This is an optimization exercise on Yosys and OpenROAD, whose aim is small area, not a production implementation.
In this exercise RTL edits were held to simulation tests only and were not proved equivalent to the original.
Power and IR drop assume default switching activity.

==> images/layers.png <==
Scale bar: 100 um. Two of the layers only.
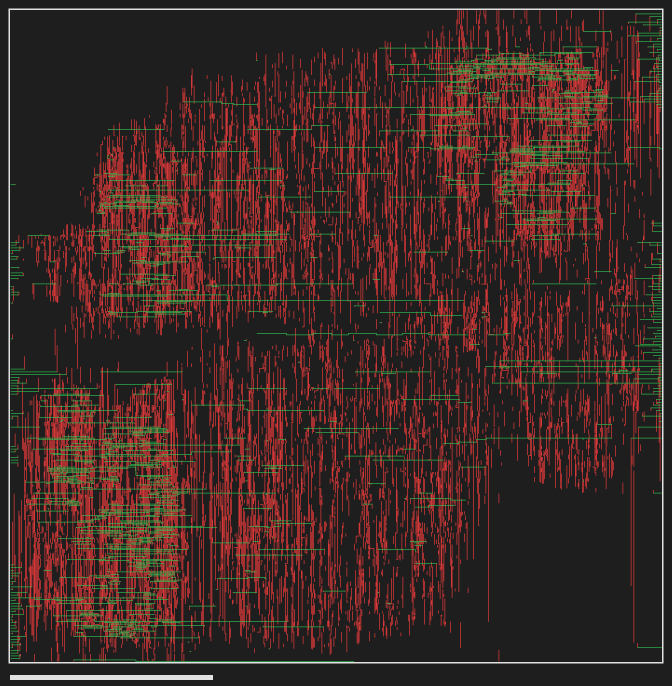
==> images/routed.png <==
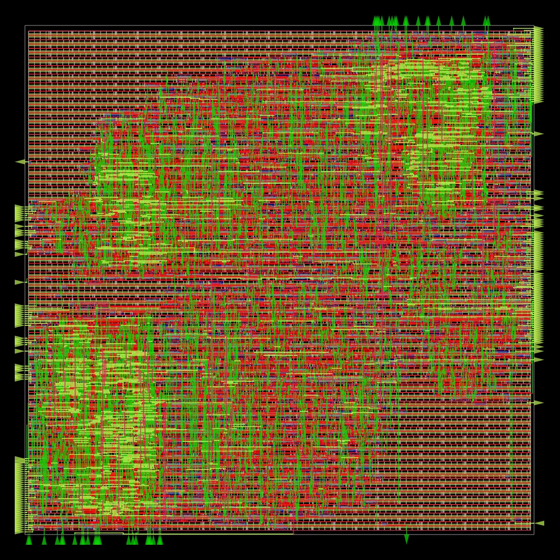
==> images/port_trees.png <==
Scale bar: 100 um.
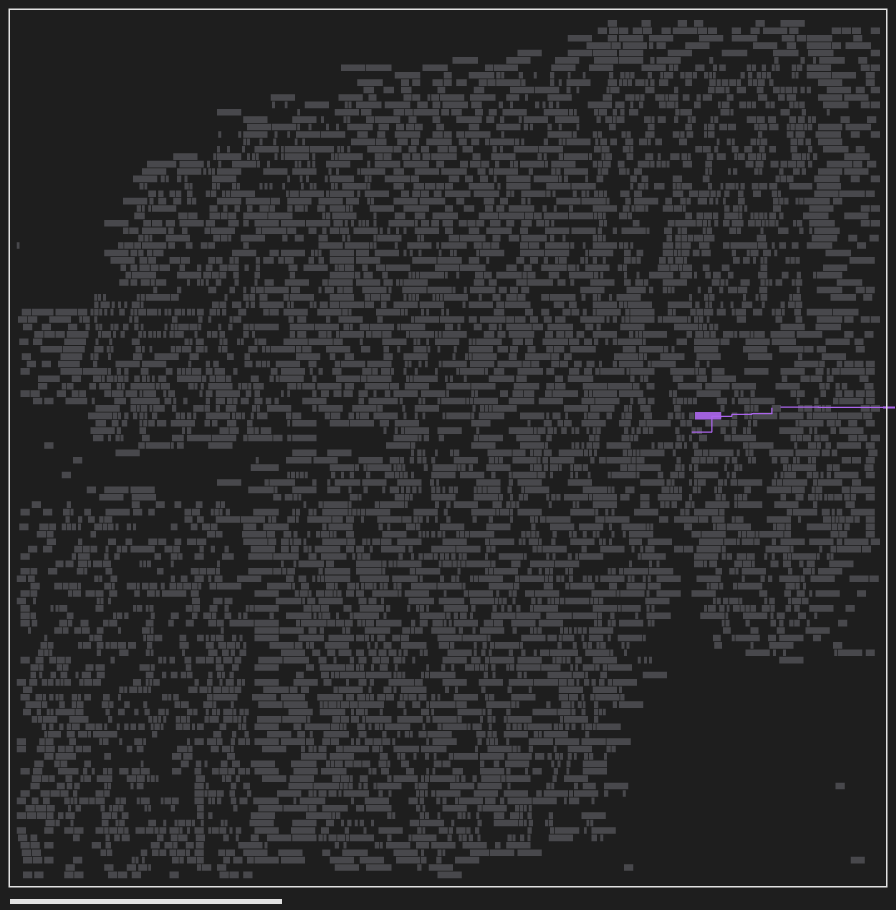
==> images/sizing.png <==
Scale bar: 100 um.
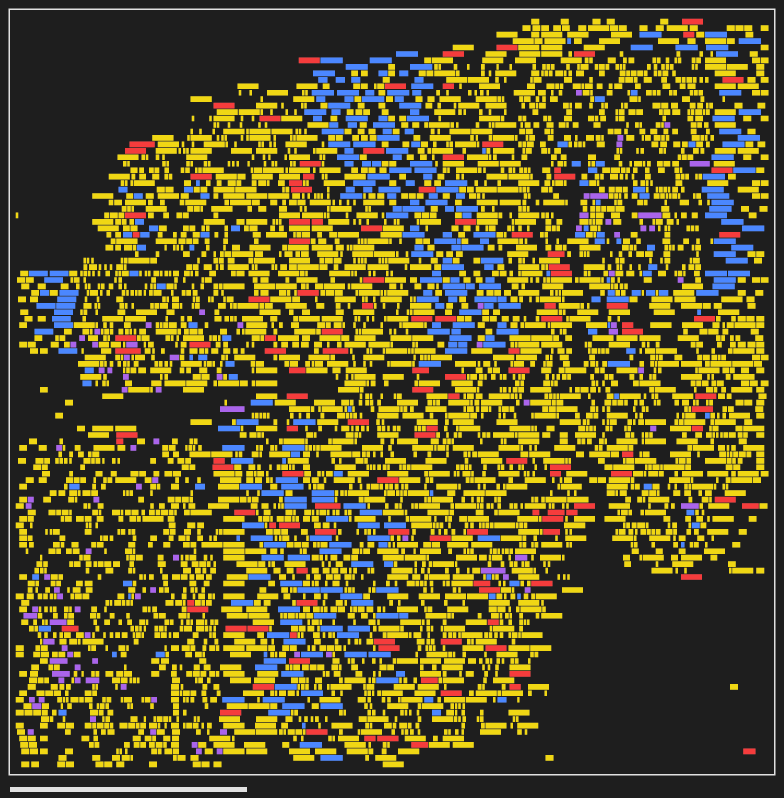
--- design/flow/run.sh ---
#!/bin/bash
# synth_recipe.tcl (not shown) runs the flow's synth.tcl, then flattens the netlist and writes it again
# the make line also repeats each setting of config.mk as NAME=value (left out here)
make -C /OpenROAD-flow-scripts/flow DESIGN_CONFIG=/design/flow/config.mk WORK_HOME=/design/flow/orfs CLKGATE_MAP_FILE= SYNTH_SCRIPT=/design/flow/synth_recipe.tcl finish
--- design/flow/config.mk ---
export PLATFORM = sky130hd
export DESIGN_NAME = pcs_10g_top
export DESIGN_NICKNAME = pcs_10g_top
export VERILOG_FILES = /design/flow/design.v
export SDC_FILE = /design/flow/constraint.sdc
export NUM_CORES = 4
export LEC_CHECK = 0
export CAP_MARGIN = 20
export CORE_MARGIN = 2
export CORE_UTILIZATION = 40
export SLEW_MARGIN = 20
--- design/flow/constraint.sdc ---
create_clock -name core_clock -period 5.0 [get_ports {clk}]
set_input_delay 1.0000 -clock core_clock [delete_from_list [all_inputs] [get_ports {clk}]]
set_output_delay 1.0000 -clock core_clock [all_outputs]
set_load 0.01 [all_outputs]
--- design/flow/design.v ---
`timescale 1ns / 1ps
module pcs_10g_enc_64b66b (
    input  wire        clk,
    input  wire        rst_n,
    input  wire [63:0] xgmii_txd,    
    input  wire [7:0]  xgmii_txc,    
    output reg  [65:0] tx_block,      
    output reg         tx_block_valid,
    output reg         encode_error   
);
reg [65:0] block_next;
reg        error_next;
wire [7:0] d0 = xgmii_txd[ 7: 0];
wire [7:0] d1 = xgmii_txd[15: 8];
wire [7:0] d2 = xgmii_txd[23:16];
wire [7:0] d3 = xgmii_txd[31:24];
wire [7:0] d4 = xgmii_txd[39:32];
wire [7:0] d5 = xgmii_txd[47:40];
wire [7:0] d6 = xgmii_txd[55:48];
wire [7:0] d7 = xgmii_txd[63:56];
wire c0 = xgmii_txc[0];
wire c1 = xgmii_txc[1];
wire c2 = xgmii_txc[2];
wire c3 = xgmii_txc[3];
wire c4 = xgmii_txc[4];
wire c5 = xgmii_txc[5];
wire c6 = xgmii_txc[6];
wire c7 = xgmii_txc[7];
function [6:0] ctrl_encode;
    input [7:0] xgmii_char;
    begin
        case (xgmii_char)
            8'h07:   ctrl_encode = 7'h00;
            8'hFE:  ctrl_encode = 7'h1E;
            default:       ctrl_encode = 7'h1E;  
        endcase
    end
endfunction
function [3:0] ocode_encode;
    input [7:0] xgmii_char;
    begin
        case (xgmii_char)
            8'h9C: ocode_encode = 4'h0;
            8'h5C: ocode_encode = 4'hF;
            default:       ocode_encode = 4'h0;
        endcase
    end
endfunction
always @(*) begin
    block_next = 66'd0;
    error_next = 1'b0;
    if (xgmii_txc == 8'h00) begin
        block_next = {2'b01, xgmii_txd};
    end else if (c0 && d0 == 8'hFB && xgmii_txc[7:1] == 7'h00) begin
        block_next = {2'b10, 8'h33,
                      d7, d6, d5, d4, d3, d2, d1};
    end else if (c0 && d0 == 8'hFD && xgmii_txc[7:1] == 7'h7F) begin
        block_next = {2'b10, 8'h87,
                      ctrl_encode(d7), ctrl_encode(d6),
                      ctrl_encode(d5), ctrl_encode(d4),
                      ctrl_encode(d3), ctrl_encode(d2),
                      ctrl_encode(d1), 7'b0};
    end else if (!c0 && c1 && d1 == 8'hFD && xgmii_txc[7:2] == 6'h3F) begin
        block_next = {2'b10, 8'h99,
                      ctrl_encode(d7), ctrl_encode(d6),
                      ctrl_encode(d5), ctrl_encode(d4),
                      ctrl_encode(d3), ctrl_encode(d2),
                      d0, 6'b0};
    end else if (xgmii_txc[1:0] == 2'b00 && c2 && d2 == 8'hFD && xgmii_txc[7:3] == 5'h1F) begin
        block_next = {2'b10, 8'hAA,
                      ctrl_encode(d7), ctrl_encode(d6),
                      ctrl_encode(d5), ctrl_encode(d4),
                      ctrl_encode(d3),
                      d1, d0, 5'b0};
    end else if (xgmii_txc[2:0] == 3'b000 && c3 && d3 == 8'hFD && xgmii_txc[7:4] == 4'hF) begin
        block_next = {2'b10, 8'hB4,
                      ctrl_encode(d7), ctrl_encode(d6),
                      ctrl_encode(d5), ctrl_encode(d4),
                      d2, d1, d0, 4'b0};
    end else if (xgmii_txc[3:0] == 4'h0 && c4 && d4 == 8'hFD && xgmii_txc[7:5] == 3'h7) begin
        block_next = {2'b10, 8'hCC,
                      ctrl_encode(d7), ctrl_encode(d6),
                      ctrl_encode(d5),
                      d3, d2, d1, d0, 3'b0};
    end else if (xgmii_txc[4:0] == 5'h00 && c5 && d5 == 8'hFD && xgmii_txc[7:6] == 2'h3) begin
        block_next = {2'b10, 8'hD2,
                      ctrl_encode(d7), ctrl_encode(d6),
                      d4, d3, d2, d1, d0, 2'b0};
    end else if (xgmii_txc[5:0] == 6'h00 && c6 && d6 == 8'hFD && c7) begin
        block_next = {2'b10, 8'hE1,
                      ctrl_encode(d7),
                      d5, d4, d3, d2, d1, d0, 1'b0};
    end else if (xgmii_txc[6:0] == 7'h00 && c7 && d7 == 8'hFD) begin
        block_next = {2'b10, 8'hFF,
                      d6, d5, d4, d3, d2, d1, d0};
    end else if (xgmii_txc == 8'hF0 && c4 && d4 == 8'hFB) begin
        block_next = {2'b10, 8'h78,
                      d7, d6, d5, 4'h0, d3, d2, d1, d0};
    end else if (c0 && (d0 == 8'h9C || d0 == 8'h5C) &&
                 xgmii_txc[3:1] == 3'b000 &&
                 c4 && (d4 == 8'h9C || d4 == 8'h5C) &&
                 xgmii_txc[7:5] == 3'b000) begin
        block_next = {2'b10, 8'h2D,
                      d7, d6, d5, ocode_encode(d4),
                      d3, d2, d1, ocode_encode(d0)};
    end else if (c0 && (d0 == 8'h9C || d0 == 8'h5C) &&
                 xgmii_txc[3:1] == 3'b000 &&
                 c4 && d4 == 8'hFB &&
                 xgmii_txc[7:5] == 3'b000) begin
        block_next = {2'b10, 8'h66,
                      d7, d6, d5, 4'h0, d3, d2, d1, ocode_encode(d0)};
    end else if (xgmii_txc == 8'hFF) begin
        block_next = {2'b10, 8'h1E,
                      ctrl_encode(d7), ctrl_encode(d6),
                      ctrl_encode(d5), ctrl_encode(d4),
                      ctrl_encode(d3), ctrl_encode(d2),
                      ctrl_encode(d1), ctrl_encode(d0)};
    end else begin
        block_next = {2'b10, 8'h1E,
                      7'h1E, 7'h1E, 7'h1E, 7'h1E,
                      7'h1E, 7'h1E, 7'h1E, 7'h1E};
        error_next = 1'b1;
    end
end
always @(posedge clk or negedge rst_n) begin
    if (!rst_n) begin
        tx_block       <= {2'b10, 8'h1E, 56'd0};  
        tx_block_valid <= 1'b0;
        encode_error   <= 1'b0;
    end else begin
        tx_block       <= block_next;
        tx_block_valid <= 1'b1;
        encode_error   <= error_next;
    end
end
endmodule
`timescale 1ns / 1ps
module pcs_10g_scrambler (
    input  wire        clk,
    input  wire        rst_n,
    input  wire [65:0] tx_block_in,
    input  wire        tx_block_valid,
    output reg  [65:0] tx_block_out,
    output reg         tx_block_out_valid
);
reg [57:0] lfsr;
reg [63:0] scrambled_data;
reg [57:0] lfsr_next;
integer i;
always @(*) begin
    lfsr_next = lfsr;
    scrambled_data = 64'd0;
    for (i = 0; i < 64; i = i + 1) begin
        scrambled_data[i] = tx_block_in[i] ^ lfsr_next[38] ^ lfsr_next[57];
        lfsr_next = {lfsr_next[56:0], scrambled_data[i]};
    end
end
always @(posedge clk or negedge rst_n) begin
    if (!rst_n) begin
        lfsr               <= 58'h3FF_FFFF_FFFF_FFFF;  
        tx_block_out       <= 66'd0;
        tx_block_out_valid <= 1'b0;
    end else if (tx_block_valid) begin
        lfsr               <= lfsr_next;
        tx_block_out       <= {tx_block_in[65:64], scrambled_data};
        tx_block_out_valid <= 1'b1;
    end else begin
        tx_block_out_valid <= 1'b0;
    end
end
endmodule
`timescale 1ns / 1ps
module pcs_10g_tx_gearbox (
    input  wire        clk,         
    input  wire        rst_n,
    input  wire [65:0] tx_block,
    input  wire        tx_block_valid,
    output reg  [15:0] tx_data,
    output reg  [1:0]  tx_header,
    output reg         tx_data_valid,
    output wire        tx_ready,     
    input  wire        tx_sequence_done  
);
reg [79:0]  shift_reg;
reg [6:0]   bit_count;      
assign tx_ready = (bit_count <= 7'd16);
reg [1:0] stored_header;
reg       header_valid;
always @(posedge clk or negedge rst_n) begin
    if (!rst_n) begin
        shift_reg    <= 80'd0;
        bit_count    <= 7'd0;
        tx_data      <= 16'd0;
        tx_header    <= 2'b00;
        tx_data_valid <= 1'b0;
        stored_header <= 2'b00;
        header_valid  <= 1'b0;
    end else begin
        tx_data_valid <= 1'b0;
        if (tx_block_valid && tx_ready) begin
            stored_header <= tx_block[65:64];
            header_valid  <= 1'b1;
            shift_reg <= shift_reg | ({16'd0, tx_block[63:0]} << bit_count);
            bit_count <= bit_count + 7'd64;
        end
        if (bit_count >= 7'd16 || (tx_block_valid && tx_ready && (bit_count + 7'd64) >= 7'd16)) begin
            if (bit_count >= 7'd16) begin
                tx_data       <= shift_reg[15:0];
                tx_header     <= header_valid ? stored_header : 2'b01;
                tx_data_valid <= 1'b1;
                header_valid  <= 1'b0;
                shift_reg <= shift_reg >> 16;
                bit_count <= bit_count - 7'd16;
            end
        end
    end
end
endmodule
`timescale 1ns / 1ps
module pcs_10g_rx_gearbox (
    input  wire        clk,
    input  wire        rst_n,
    input  wire [15:0] rx_data,
    input  wire [1:0]  rx_header,
    input  wire        rx_data_valid,
    input  wire        rx_header_valid,
    output reg  [65:0] rx_block,
    output reg         rx_block_valid,
    input  wire        slip            
);
reg [81:0]  shift_reg;        
reg [6:0]   bit_count;
reg [6:0]   slip_offset;      
reg [1:0]   pending_header;
reg         has_header;
always @(posedge clk or negedge rst_n) begin
    if (!rst_n) begin
        shift_reg     <= 82'd0;
        bit_count     <= 7'd0;
        rx_block      <= 66'd0;
        rx_block_valid <= 1'b0;
        slip_offset   <= 7'd0;
        pending_header <= 2'b00;
        has_header    <= 1'b0;
    end else begin
        rx_block_valid <= 1'b0;
        if (slip) begin
            if (bit_count > 0) begin
                shift_reg <= shift_reg >> 1;
                bit_count <= bit_count - 7'd1;
            end
            if (slip_offset == 7'd65)
                slip_offset <= 7'd0;
            else
                slip_offset <= slip_offset + 7'd1;
        end
        if (rx_data_valid) begin
            shift_reg <= shift_reg | ({66'd0, rx_data} << bit_count);
            bit_count <= bit_count + 7'd16;
            if (rx_header_valid) begin
                pending_header <= rx_header;
                has_header     <= 1'b1;
            end
        end
        if (bit_count >= 7'd66) begin
            if (has_header) begin
                rx_block <= {pending_header, shift_reg[63:0]};
                shift_reg <= shift_reg >> 64;
                bit_count <= bit_count - 7'd64;
                has_header <= 1'b0;
            end else begin
                rx_block <= shift_reg[65:0];
                shift_reg <= shift_reg >> 66;
                bit_count <= bit_count - 7'd66;
            end
            rx_block_valid <= 1'b1;
        end
    end
end
endmodule
`timescale 1ns / 1ps
module pcs_10g_block_sync (
    input  wire        clk,
    input  wire        rst_n,
    input  wire [1:0]  rx_sync_header,
    input  wire        rx_valid,
    output reg         block_lock,     
    output reg         slip,           
    output reg         hi_ber,         
    output reg  [15:0] sh_valid_cnt,   
    output reg  [15:0] sh_invalid_cnt  
);
localparam [1:0] ST_LOCK_INIT = 2'd0;
localparam [1:0] ST_RESET_CNT = 2'd1;
localparam [1:0] ST_TEST_SH   = 2'd2;
localparam [1:0] ST_LOCKED    = 2'd3;
reg [1:0] state;
wire sh_valid = (rx_sync_header == 2'b01) || (rx_sync_header == 2'b10);
wire sh_invalid = !sh_valid;
reg [12:0] ber_test_cnt;      
reg [5:0]  ber_bad_cnt;       
always @(posedge clk or negedge rst_n) begin
    if (!rst_n) begin
        state          <= ST_LOCK_INIT;
        block_lock     <= 1'b0;
        slip           <= 1'b0;
        hi_ber         <= 1'b1;
        sh_valid_cnt   <= 16'd0;
        sh_invalid_cnt <= 16'd0;
        ber_test_cnt   <= 13'd0;
        ber_bad_cnt    <= 6'd0;
    end else begin
        slip <= 1'b0;  
        if (rx_valid) begin
            case (state)
                ST_LOCK_INIT: begin
                    block_lock <= 1'b0;
                    hi_ber     <= 1'b1;
                    if (sh_valid) begin
                        state        <= ST_RESET_CNT;
                        sh_valid_cnt <= 16'd1;
                    end else begin
                        slip <= 1'b1;
                    end
                end
                ST_RESET_CNT: begin
                    sh_valid_cnt   <= 16'd1;
                    sh_invalid_cnt <= 16'd0;
                    state          <= ST_TEST_SH;
                end
                ST_TEST_SH: begin
                    if (sh_valid) begin
                        sh_valid_cnt <= sh_valid_cnt + 16'd1;
                        if (sh_valid_cnt >= 64 - 1) begin
                            state      <= ST_LOCKED;
                            block_lock <= 1'b1;
                            hi_ber     <= 1'b0;
                            ber_test_cnt <= 13'd0;
                            ber_bad_cnt  <= 6'd0;
                        end
                    end else begin
                        slip  <= 1'b1;
                        state <= ST_LOCK_INIT;
                        sh_valid_cnt <= 16'd0;
                    end
                end
                ST_LOCKED: begin
                    ber_test_cnt <= ber_test_cnt + 13'd1;
                    if (sh_invalid) begin
                        sh_invalid_cnt <= sh_invalid_cnt + 16'd1;
                        ber_bad_cnt    <= ber_bad_cnt + 6'd1;
                    end
                    if (ber_test_cnt >= 13'd8191) begin
                        if (ber_bad_cnt >= 6'd16) begin
                            hi_ber     <= 1'b1;
                            block_lock <= 1'b0;
                            state      <= ST_LOCK_INIT;
                            sh_valid_cnt   <= 16'd0;
                            sh_invalid_cnt <= 16'd0;
                        end else begin
                            hi_ber <= 1'b0;
                        end
                        ber_test_cnt <= 13'd0;
                        ber_bad_cnt  <= 6'd0;
                    end
                end
                default: state <= ST_LOCK_INIT;
            endcase
        end
    end
end
endmodule
`timescale 1ns / 1ps
module pcs_10g_descrambler (
    input  wire        clk,
    input  wire        rst_n,
    input  wire [65:0] rx_block_in,
    input  wire        rx_block_valid,
    output reg  [65:0] rx_block_out,
    output reg         rx_block_out_valid
);
reg [57:0] lfsr;
reg [63:0] descrambled_data;
reg [57:0] lfsr_next;
integer i;
always @(*) begin
    lfsr_next = lfsr;
    descrambled_data = 64'd0;
    for (i = 0; i < 64; i = i + 1) begin
        descrambled_data[i] = rx_block_in[i] ^ lfsr_next[38] ^ lfsr_next[57];
        lfsr_next = {lfsr_next[56:0], rx_block_in[i]};  
    end
end
always @(posedge clk or negedge rst_n) begin
    if (!rst_n) begin
        lfsr               <= 58'h3FF_FFFF_FFFF_FFFF;
        rx_block_out       <= 66'd0;
        rx_block_out_valid <= 1'b0;
    end else if (rx_block_valid) begin
        lfsr               <= lfsr_next;
        rx_block_out       <= {rx_block_in[65:64], descrambled_data};
        rx_block_out_valid <= 1'b1;
    end else begin
        rx_block_out_valid <= 1'b0;
    end
end
endmodule
`timescale 1ns / 1ps
module pcs_10g_dec_64b66b (
    input  wire        clk,
    input  wire        rst_n,
    input  wire [65:0] rx_block,
    input  wire        rx_block_valid,
    output reg  [63:0] xgmii_rxd,
    output reg  [7:0]  xgmii_rxc,
    output reg         decode_error,    
    output reg         rx_data_valid
);
wire [1:0]  sync_header   = rx_block[65:64];
wire [7:0]  block_type    = rx_block[63:56];
wire [55:0] block_payload = rx_block[55:0];
wire [63:0] data_payload  = rx_block[63:0];
function [7:0] ctrl_decode;
    input [6:0] code;
    begin
        case (code)
            7'h00:    ctrl_decode = 8'h07;
            7'h1E:   ctrl_decode = 8'hFE;
            7'h06:     ctrl_decode = 8'h07;
            default:       ctrl_decode = 8'hFE;
        endcase
    end
endfunction
function [7:0] ocode_decode;
    input [3:0] code;
    begin
        case (code)
            4'h0: ocode_decode = 8'h9C;
            4'hF: ocode_decode = 8'h5C;
            default:    ocode_decode = 8'h9C;
        endcase
    end
endfunction
reg [63:0] rxd_next;
reg [7:0]  rxc_next;
reg        err_next;
always @(*) begin
    rxd_next = {8{8'hFE}};
    rxc_next = 8'hFF;
    err_next = 1'b0;
    if (!rx_block_valid) begin
        rxd_next = {8{8'h07}};
        rxc_next = 8'hFF;
    end else if (sync_header == 2'b01) begin
        rxd_next = data_payload;
        rxc_next = 8'h00;
    end else if (sync_header == 2'b10) begin
        case (block_type)
            8'h1E: begin
                rxd_next = {ctrl_decode(block_payload[55:49]),   
                            ctrl_decode(block_payload[48:42]),   
                            ctrl_decode(block_payload[41:35]),   
                            ctrl_decode(block_payload[34:28]),   
                            ctrl_decode(block_payload[27:21]),   
                            ctrl_decode(block_payload[20:14]),   
                            ctrl_decode(block_payload[13: 7]),   
                            ctrl_decode(block_payload[ 6: 0])};  
                rxc_next = 8'hFF;
            end
            8'h33: begin
                rxd_next = {block_payload[55:48],   
                            block_payload[47:40],   
                            block_payload[39:32],   
                            block_payload[31:24],   
                            block_payload[23:16],   
                            block_payload[15: 8],   
                            block_payload[ 7: 0],   
                            8'hFB};          
                rxc_next = 8'h01;
            end
            8'h2D: begin
                rxd_next = {block_payload[55:48],                
                            block_payload[47:40],                
                            block_payload[39:32],                
                            ocode_decode(block_payload[31:28]),  
                            block_payload[27:20],                
                            block_payload[19:12],                
                            block_payload[11: 4],                
                            ocode_decode(block_payload[ 3: 0])}; 
                rxc_next = 8'h11;
            end
            8'h66: begin
                rxd_next = {block_payload[55:48],                
                            block_payload[47:40],                
                            block_payload[39:32],                
                            8'hFB,                        
                            block_payload[27:20],                
                            block_payload[19:12],                
                            block_payload[11: 4],                
                            ocode_decode(block_payload[ 3: 0])}; 
                rxc_next = 8'h11;
            end
            8'h78: begin
                rxd_next = {block_payload[55:48],   
                            block_payload[47:40],   
                            block_payload[39:32],   
                            8'hFB,           
                            block_payload[27:20],   
                            block_payload[19:12],   
                            block_payload[11: 4],   
                            block_payload[ 3: 0], 4'b0};  
                rxc_next = 8'h10;
            end
            8'h87: begin
                rxd_next = {ctrl_decode(block_payload[55:49]),   
                            ctrl_decode(block_payload[48:42]),   
                            ctrl_decode(block_payload[41:35]),   
                            ctrl_decode(block_payload[34:28]),   
                            ctrl_decode(block_payload[27:21]),   
                            ctrl_decode(block_payload[20:14]),   
                            ctrl_decode(block_payload[13: 7]),   
                            8'hFD};                        
                rxc_next = 8'hFF;
            end
            8'h99: begin
                rxd_next = {ctrl_decode(block_payload[55:49]),   
                            ctrl_decode(block_payload[48:42]),   
                            ctrl_decode(block_payload[41:35]),   
                            ctrl_decode(block_payload[34:28]),   
                            ctrl_decode(block_payload[27:21]),   
                            ctrl_decode(block_payload[20:14]),   
                            8'hFD,                         
                            block_payload[13:6]};                 
                rxc_next = 8'hFE;
            end
            8'hAA: begin
                rxd_next = {ctrl_decode(block_payload[55:49]),   
                            ctrl_decode(block_payload[48:42]),   
                            ctrl_decode(block_payload[41:35]),   
                            ctrl_decode(block_payload[34:28]),   
                            ctrl_decode(block_payload[27:21]),   
                            8'hFD,                         
                            block_payload[20:13],                 
                            block_payload[12: 5]};                
                rxc_next = 8'hFC;
            end
            8'hB4: begin
                rxd_next = {ctrl_decode(block_payload[55:49]),   
                            ctrl_decode(block_payload[48:42]),   
                            ctrl_decode(block_payload[41:35]),   
                            ctrl_decode(block_payload[34:28]),   
                            8'hFD,                         
                            block_payload[27:20],                 
                            block_payload[19:12],                 
                            block_payload[11: 4]};                
                rxc_next = 8'hF8;
            end
            8'hCC: begin
                rxd_next = {ctrl_decode(block_payload[55:49]),   
                            ctrl_decode(block_payload[48:42]),   
                            ctrl_decode(block_payload[41:35]),   
                            8'hFD,                         
                            block_payload[34:27],                 
                            block_payload[26:19],                 
                            block_payload[18:11],                 
                            block_payload[10: 3]};                
                rxc_next = 8'hF0;
            end
            8'hD2: begin
                rxd_next = {ctrl_decode(block_payload[55:49]),   
                            ctrl_decode(block_payload[48:42]),   
                            8'hFD,                         
                            block_payload[41:34],                 
                            block_payload[33:26],                 
                            block_payload[25:18],                 
                            block_payload[17:10],                 
                            block_payload[ 9: 2]};                
                rxc_next = 8'hE0;
            end
            8'hE1: begin
                rxd_next = {ctrl_decode(block_payload[55:49]),   
                            8'hFD,                         
                            block_payload[48:41],                 
                            block_payload[40:33],                 
                            block_payload[32:25],                 
                            block_payload[24:17],                 
                            block_payload[16: 9],                 
                            block_payload[ 8: 1]};                
                rxc_next = 8'hC0;
            end
            8'hFF: begin
                rxd_next = {8'hFD,                         
                            block_payload[55:48],                 
                            block_payload[47:40],                 
                            block_payload[39:32],                 
                            block_payload[31:24],                 
                            block_payload[23:16],                 
                            block_payload[15: 8],                 
                            block_payload[ 7: 0]};                
                rxc_next = 8'h80;
            end
            default: begin
                rxd_next = {8{8'hFE}};
                rxc_next = 8'hFF;
                err_next = 1'b1;
            end
        endcase
    end else begin
        rxd_next = {8{8'hFE}};
        rxc_next = 8'hFF;
        err_next = 1'b1;
    end
end
always @(posedge clk or negedge rst_n) begin
    if (!rst_n) begin
        xgmii_rxd    <= {8{8'h07}};
        xgmii_rxc    <= 8'hFF;
        decode_error  <= 1'b0;
        rx_data_valid <= 1'b0;
    end else begin
        xgmii_rxd    <= rxd_next;
        xgmii_rxc    <= rxc_next;
        decode_error  <= err_next;
        rx_data_valid <= rx_block_valid;
    end
end
endmodule
`timescale 1ns / 1ps
module pcs_10g_ber_monitor (
    input  wire        clk,
    input  wire        rst_n,
    input  wire        block_lock,
    input  wire        hi_ber,
    input  wire [15:0] sh_invalid_cnt,
    input  wire        rx_decode_error,
    output reg         pcs_status,        
    output reg         pcs_status_ll,     
    input  wire        status_read,       
    output reg  [15:0] ber_count,         
    output reg  [7:0]  errored_block_count,  
    output reg         rx_link_up         
);
wire pcs_status_raw = block_lock & ~hi_ber;
localparam LINK_TIMER_MAX = 23'd6440000;
reg [22:0] link_timer;
always @(posedge clk or negedge rst_n) begin
    if (!rst_n) begin
        pcs_status        <= 1'b0;
        pcs_status_ll     <= 1'b0;
        ber_count         <= 16'd0;
        errored_block_count <= 8'd0;
        rx_link_up        <= 1'b0;
        link_timer        <= 23'd0;
    end else begin
        pcs_status <= pcs_status_raw;
        if (!pcs_status_raw) begin
            pcs_status_ll <= 1'b0;
        end else if (status_read) begin
            pcs_status_ll <= pcs_status_raw;
        end else if (!pcs_status_ll && pcs_status_raw) begin
            pcs_status_ll <= 1'b1;
        end
        if (!block_lock) begin
            ber_count <= 16'd0;
        end else if (hi_ber) begin
            if (ber_count != 16'hFFFF)  
                ber_count <= ber_count + 16'd1;
        end
        if (!block_lock) begin
            errored_block_count <= 8'd0;
        end else if (rx_decode_error) begin
            if (errored_block_count != 8'hFF)
                errored_block_count <= errored_block_count + 8'd1;
        end
        if (pcs_status_raw) begin
            if (link_timer >= LINK_TIMER_MAX) begin
                rx_link_up <= 1'b1;
            end else begin
                link_timer <= link_timer + 23'd1;
            end
        end else begin
            rx_link_up <= 1'b0;
            link_timer <= 23'd0;
        end
    end
end
endmodule
`timescale 1ns / 1ps
module pcs_10g_top #(
    parameter INIT_IDLE_DISPATCH = 1   
) (
    input  wire        clk,            
    input  wire        rst_n,          
    input  wire [63:0] xgmii_txd,      
    input  wire [7:0]  xgmii_txc,      
    output wire [63:0] xgmii_rxd,      
    output wire [7:0]  xgmii_rxc,      
    output wire [15:0] gth_txdata,     
    output wire [1:0]  gth_txheader,   
    output wire        gth_txdata_valid,
    input  wire [15:0] gth_rxdata,     
    input  wire [1:0]  gth_rxheader,   
    input  wire        gth_rxdata_valid,
    input  wire        gth_rxheader_valid,
    output wire        gth_txsequence_done,  
    input  wire        gth_rxgearboxslip,    
    output wire        block_lock,     
    output wire        hi_ber,         
    output wire        pcs_status,     
    output wire        rx_link_up,     
    output wire        tx_encode_err,  
    output wire        rx_decode_err,  
    output wire [15:0] ber_count,      
    output wire [7:0]  errored_blocks, 
    input  wire        status_read,    
    output wire        pcs_status_ll   
);
wire [65:0] enc_block;
wire        enc_valid;
wire        enc_error;
pcs_10g_enc_64b66b u_encoder (
    .clk            (clk),
    .rst_n          (rst_n),
    .xgmii_txd      (xgmii_txd),
    .xgmii_txc      (xgmii_txc),
    .tx_block        (enc_block),
    .tx_block_valid  (enc_valid),
    .encode_error    (enc_error)
);
assign tx_encode_err = enc_error;
wire [65:0] scr_block;
wire        scr_valid;
pcs_10g_scrambler u_scrambler (
    .clk              (clk),
    .rst_n            (rst_n),
    .tx_block_in       (enc_block),
    .tx_block_valid    (enc_valid),
    .tx_block_out      (scr_block),
    .tx_block_out_valid(scr_valid)
);
pcs_10g_tx_gearbox u_tx_gearbox (
    .clk              (clk),
    .rst_n            (rst_n),
    .tx_block          (scr_block),
    .tx_block_valid    (scr_valid),
    .tx_data           (gth_txdata),
    .tx_header         (gth_txheader),
    .tx_data_valid     (gth_txdata_valid),
    .tx_ready          (),
    .tx_sequence_done  (1'b1)
);
assign gth_txsequence_done = 1'b1;
wire [65:0] rgbox_block;
wire        rgbox_valid;
wire        slip_cmd;
pcs_10g_rx_gearbox u_rx_gearbox (
    .clk              (clk),
    .rst_n            (rst_n),
    .rx_data           (gth_rxdata),
    .rx_header         (gth_rxheader),
    .rx_data_valid     (gth_rxdata_valid),
    .rx_header_valid   (gth_rxheader_valid),
    .rx_block          (rgbox_block),
    .rx_block_valid    (rgbox_valid),
    .slip              (slip_cmd)
);
wire        blk_lock;
wire        blk_hi_ber;
wire [15:0] blk_sh_valid;
wire [15:0] blk_sh_invalid;
pcs_10g_block_sync u_block_sync (
    .clk              (clk),
    .rst_n            (rst_n),
    .rx_sync_header    (rgbox_block[65:64]),
    .rx_valid          (rgbox_valid),
    .block_lock        (blk_lock),
    .slip              (slip_cmd),
    .hi_ber            (blk_hi_ber),
    .sh_valid_cnt      (blk_sh_valid),
    .sh_invalid_cnt    (blk_sh_invalid)
);
assign block_lock = blk_lock;
assign hi_ber     = blk_hi_ber;
wire [65:0] dscr_block;
wire        dscr_valid;
pcs_10g_descrambler u_descrambler (
    .clk                (clk),
    .rst_n              (rst_n),
    .rx_block_in         (rgbox_block),
    .rx_block_valid      (rgbox_valid & blk_lock),
    .rx_block_out        (dscr_block),
    .rx_block_out_valid  (dscr_valid)
);
wire [63:0] dec_rxd;
wire [7:0]  dec_rxc;
wire        dec_error;
wire        dec_valid;
pcs_10g_dec_64b66b u_decoder (
    .clk              (clk),
    .rst_n            (rst_n),
    .rx_block          (dscr_block),
    .rx_block_valid    (dscr_valid),
    .xgmii_rxd         (dec_rxd),
    .xgmii_rxc         (dec_rxc),
    .decode_error      (dec_error),
    .rx_data_valid     (dec_valid)
);
assign xgmii_rxd   = dec_rxd;
assign xgmii_rxc   = dec_rxc;
assign rx_decode_err = dec_error;
pcs_10g_ber_monitor u_ber_monitor (
    .clk                 (clk),
    .rst_n               (rst_n),
    .block_lock          (blk_lock),
    .hi_ber              (blk_hi_ber),
    .sh_invalid_cnt      (blk_sh_invalid),
    .rx_decode_error     (dec_error),
    .pcs_status          (pcs_status),
    .pcs_status_ll       (pcs_status_ll),
    .status_read         (status_read),
    .ber_count           (ber_count),
    .errored_block_count (errored_blocks),
    .rx_link_up          (rx_link_up)
);
endmodule
==> results.py <==
metrics = {
    "cts": {
        "clk_path_buf_depth": 3,
        "cts_root_buf": "clkbuf_16",
        "path_clk_slew_ns": 0.07,
        "ctsHoldBuffers": 0,
    },
    "worst_setup_path": {
        "startpoint": "u_rx_gearbox.bit_count[5]",
        "ff2ff_path_depth": 8,
        "critPathRequiredTime_ns": 5.47,
        "r2r-start": "u_rx_gearbox.bit_count[5]",
    },
    "grt": {
        "grt_pass1_wl_um": 200000,
        "grt_use_met2_pct": 35.3,
    },
    "worst_hold_path": {
        "worstHoldPathType": "input pin to async pin",
    },
    "logic_synthesis": {
        "synth_area_um2": 40400,
        "synth_top_family_by_area": "compound AO/OA/AOI/OAI gates",
        "synth-simple-area-share_pct": 15.4,
        "synth_edf_count": 0,
        "synthFlopType": "dfrtp_1",
        "synth-compound-area-share_pct": 19.4,
        "yosys.area.top_type": "dfrtp_1",
        "ys_types": 94,
        "muxShareOfSynthArea_pct": 6.06,
        "synth_top_area_share_pct": 36.6,
        "yosys.area_share.xor_xnor_pct": 6.89,
    },
    "finish": {
        "n_all_buffers": 295,
        "final_area_um2": 46300,
        "nets": 4512,
        "design.seq.count": 745,
        "area_dominant_class": "multi-input combinational cells",
    },
    "route": {
        "antenna_left": 0,
        "top_layer_used": "met4",
        "remaining_drc_errors": 0,
        "firstDrtPassIters": 12,
    },
    "timing": {
        "setup_viol": 0,
        "finalClockSkew_ns": 0.0311,
        "period_needed_ns": 4.01,
        "worst_hold_slack_ns": 0.383,
        "slew_viol_final": 0,
        "worst_pin_slew_ns": 1.16,
    },
    "power_and_ir_drop": {
        "p_clk_w": 0.00610,
        "share_comb_of_total_power_pct": 33.8,
    },
    "die": {
        "dieArea_um2": 104000,
        "die_w_um": 322,
    },
    "placed_design": {
        "placed_area_um2": 43600,
    },
    "run_status": {
        "status": "timing/DRC/antenna clean",
    },
}
Back to the opening pictures, layers.png:
- green: M3 (wire length 10800 um)
- red: M2 (wire length 54.0 mm)

Back to the opening pictures, routed.png:
met3 WL: 10800 um
vias: 34078
routed wl met2: 54000 um

Back to the opening pictures, port_trees.png:
- purple: hi_ber (bits 1; direction output; edge right; end cells 1; buffers 1; wire 77.2 um)

Back to the opening pictures, sizing.png:
- blue: x2 (cells 317; most used dfstp_2)
- purple: x3 and x4 (cells 90; most used buf_4)
- red: x6 and larger (cells 127; most used clkbuf_16)
- yellow: x1 and smaller (cells 3936; most used nand2_1)

-- stage by stage --
| stage | instances | utilization, % | total power, W |
|---|---|---|---|
| floorplan | 4382 | - | 0.0154 |
| global placement | 5616 | 43.5 | 0.0185 |
| detailed placement | 5616 | 43.5 | 0.0187 |
| CTS | 5768 | 46.3 | 0.0249 |
| global route | 5768 | 46.3 | 0.0264 |
| finish | 5769 | 46.3 | 0.0248 |
-- synthesized netlist by cell type (all sizes together) (12+ instances only) --
cell type,number
nand2,716
dfrtp,591
o21ai,448
clkbuf,300
xnor2,220
a21oi,208
nor2,196
inv,171
dfstp,154
mux2i,114
a22oi,100
xor2,98
mux2,92
nand3,72
o22ai,71
a221oi,63
buf,59
nor3,59
a222oi,56
and2,51
nand4,48
and3,34
a22o,30
nor4,28
a31oi,26
a221o,23
o211ai,22
a211oi,21
nand2b,20
o21a,20
o221ai,19
or3,17
or4,16
ha,15
nor2b,15
o31ai,13
mux4,12
-- critical path, stage by stage, from the launching register on --
cell      delay [ns]
dfrtp_1         0.60
inv_1           0.36
ha_1            0.23
nor3b_1         0.24
nand2_1         0.11
o21ai_1         0.81
nand2b_4        0.98
mux2i_1         0.30
o22ai_1         0.12

-- afterwards: timing with drivers on the ports --
The flow's constraints put no driver on any port. The routed layout listed below was extracted and timed again, unchanged, in two steps. Step 1 (the two cells are an assumption about what drives the block):
set clk [get_ports {clk}]
set_driving_cell -lib_cell sky130_fd_sc_hd__clkbuf_16 $clk
set_driving_cell -lib_cell sky130_fd_sc_hd__buf_2 [delete_from_list [all_inputs] $clk]
Step 2 also shifts input and output timing later by t, the mid clock arrival at the registers, as if the neighbouring blocks saw the same clock. Slacks: no drivers / after step 1 / after step 2; pairs: no drivers / after step 1.
t (ns): 0.696
setup WS [ns]: 0.989 / 0.989 / 0.553
worst setup path after step 2: input to register
clock arrival spread, ns: 0.040 / 0.040
After both steps this run still meets setup and hold. The setup slack of this run moves by 0.000 ns with the drivers and by -0.436 ns with both steps.
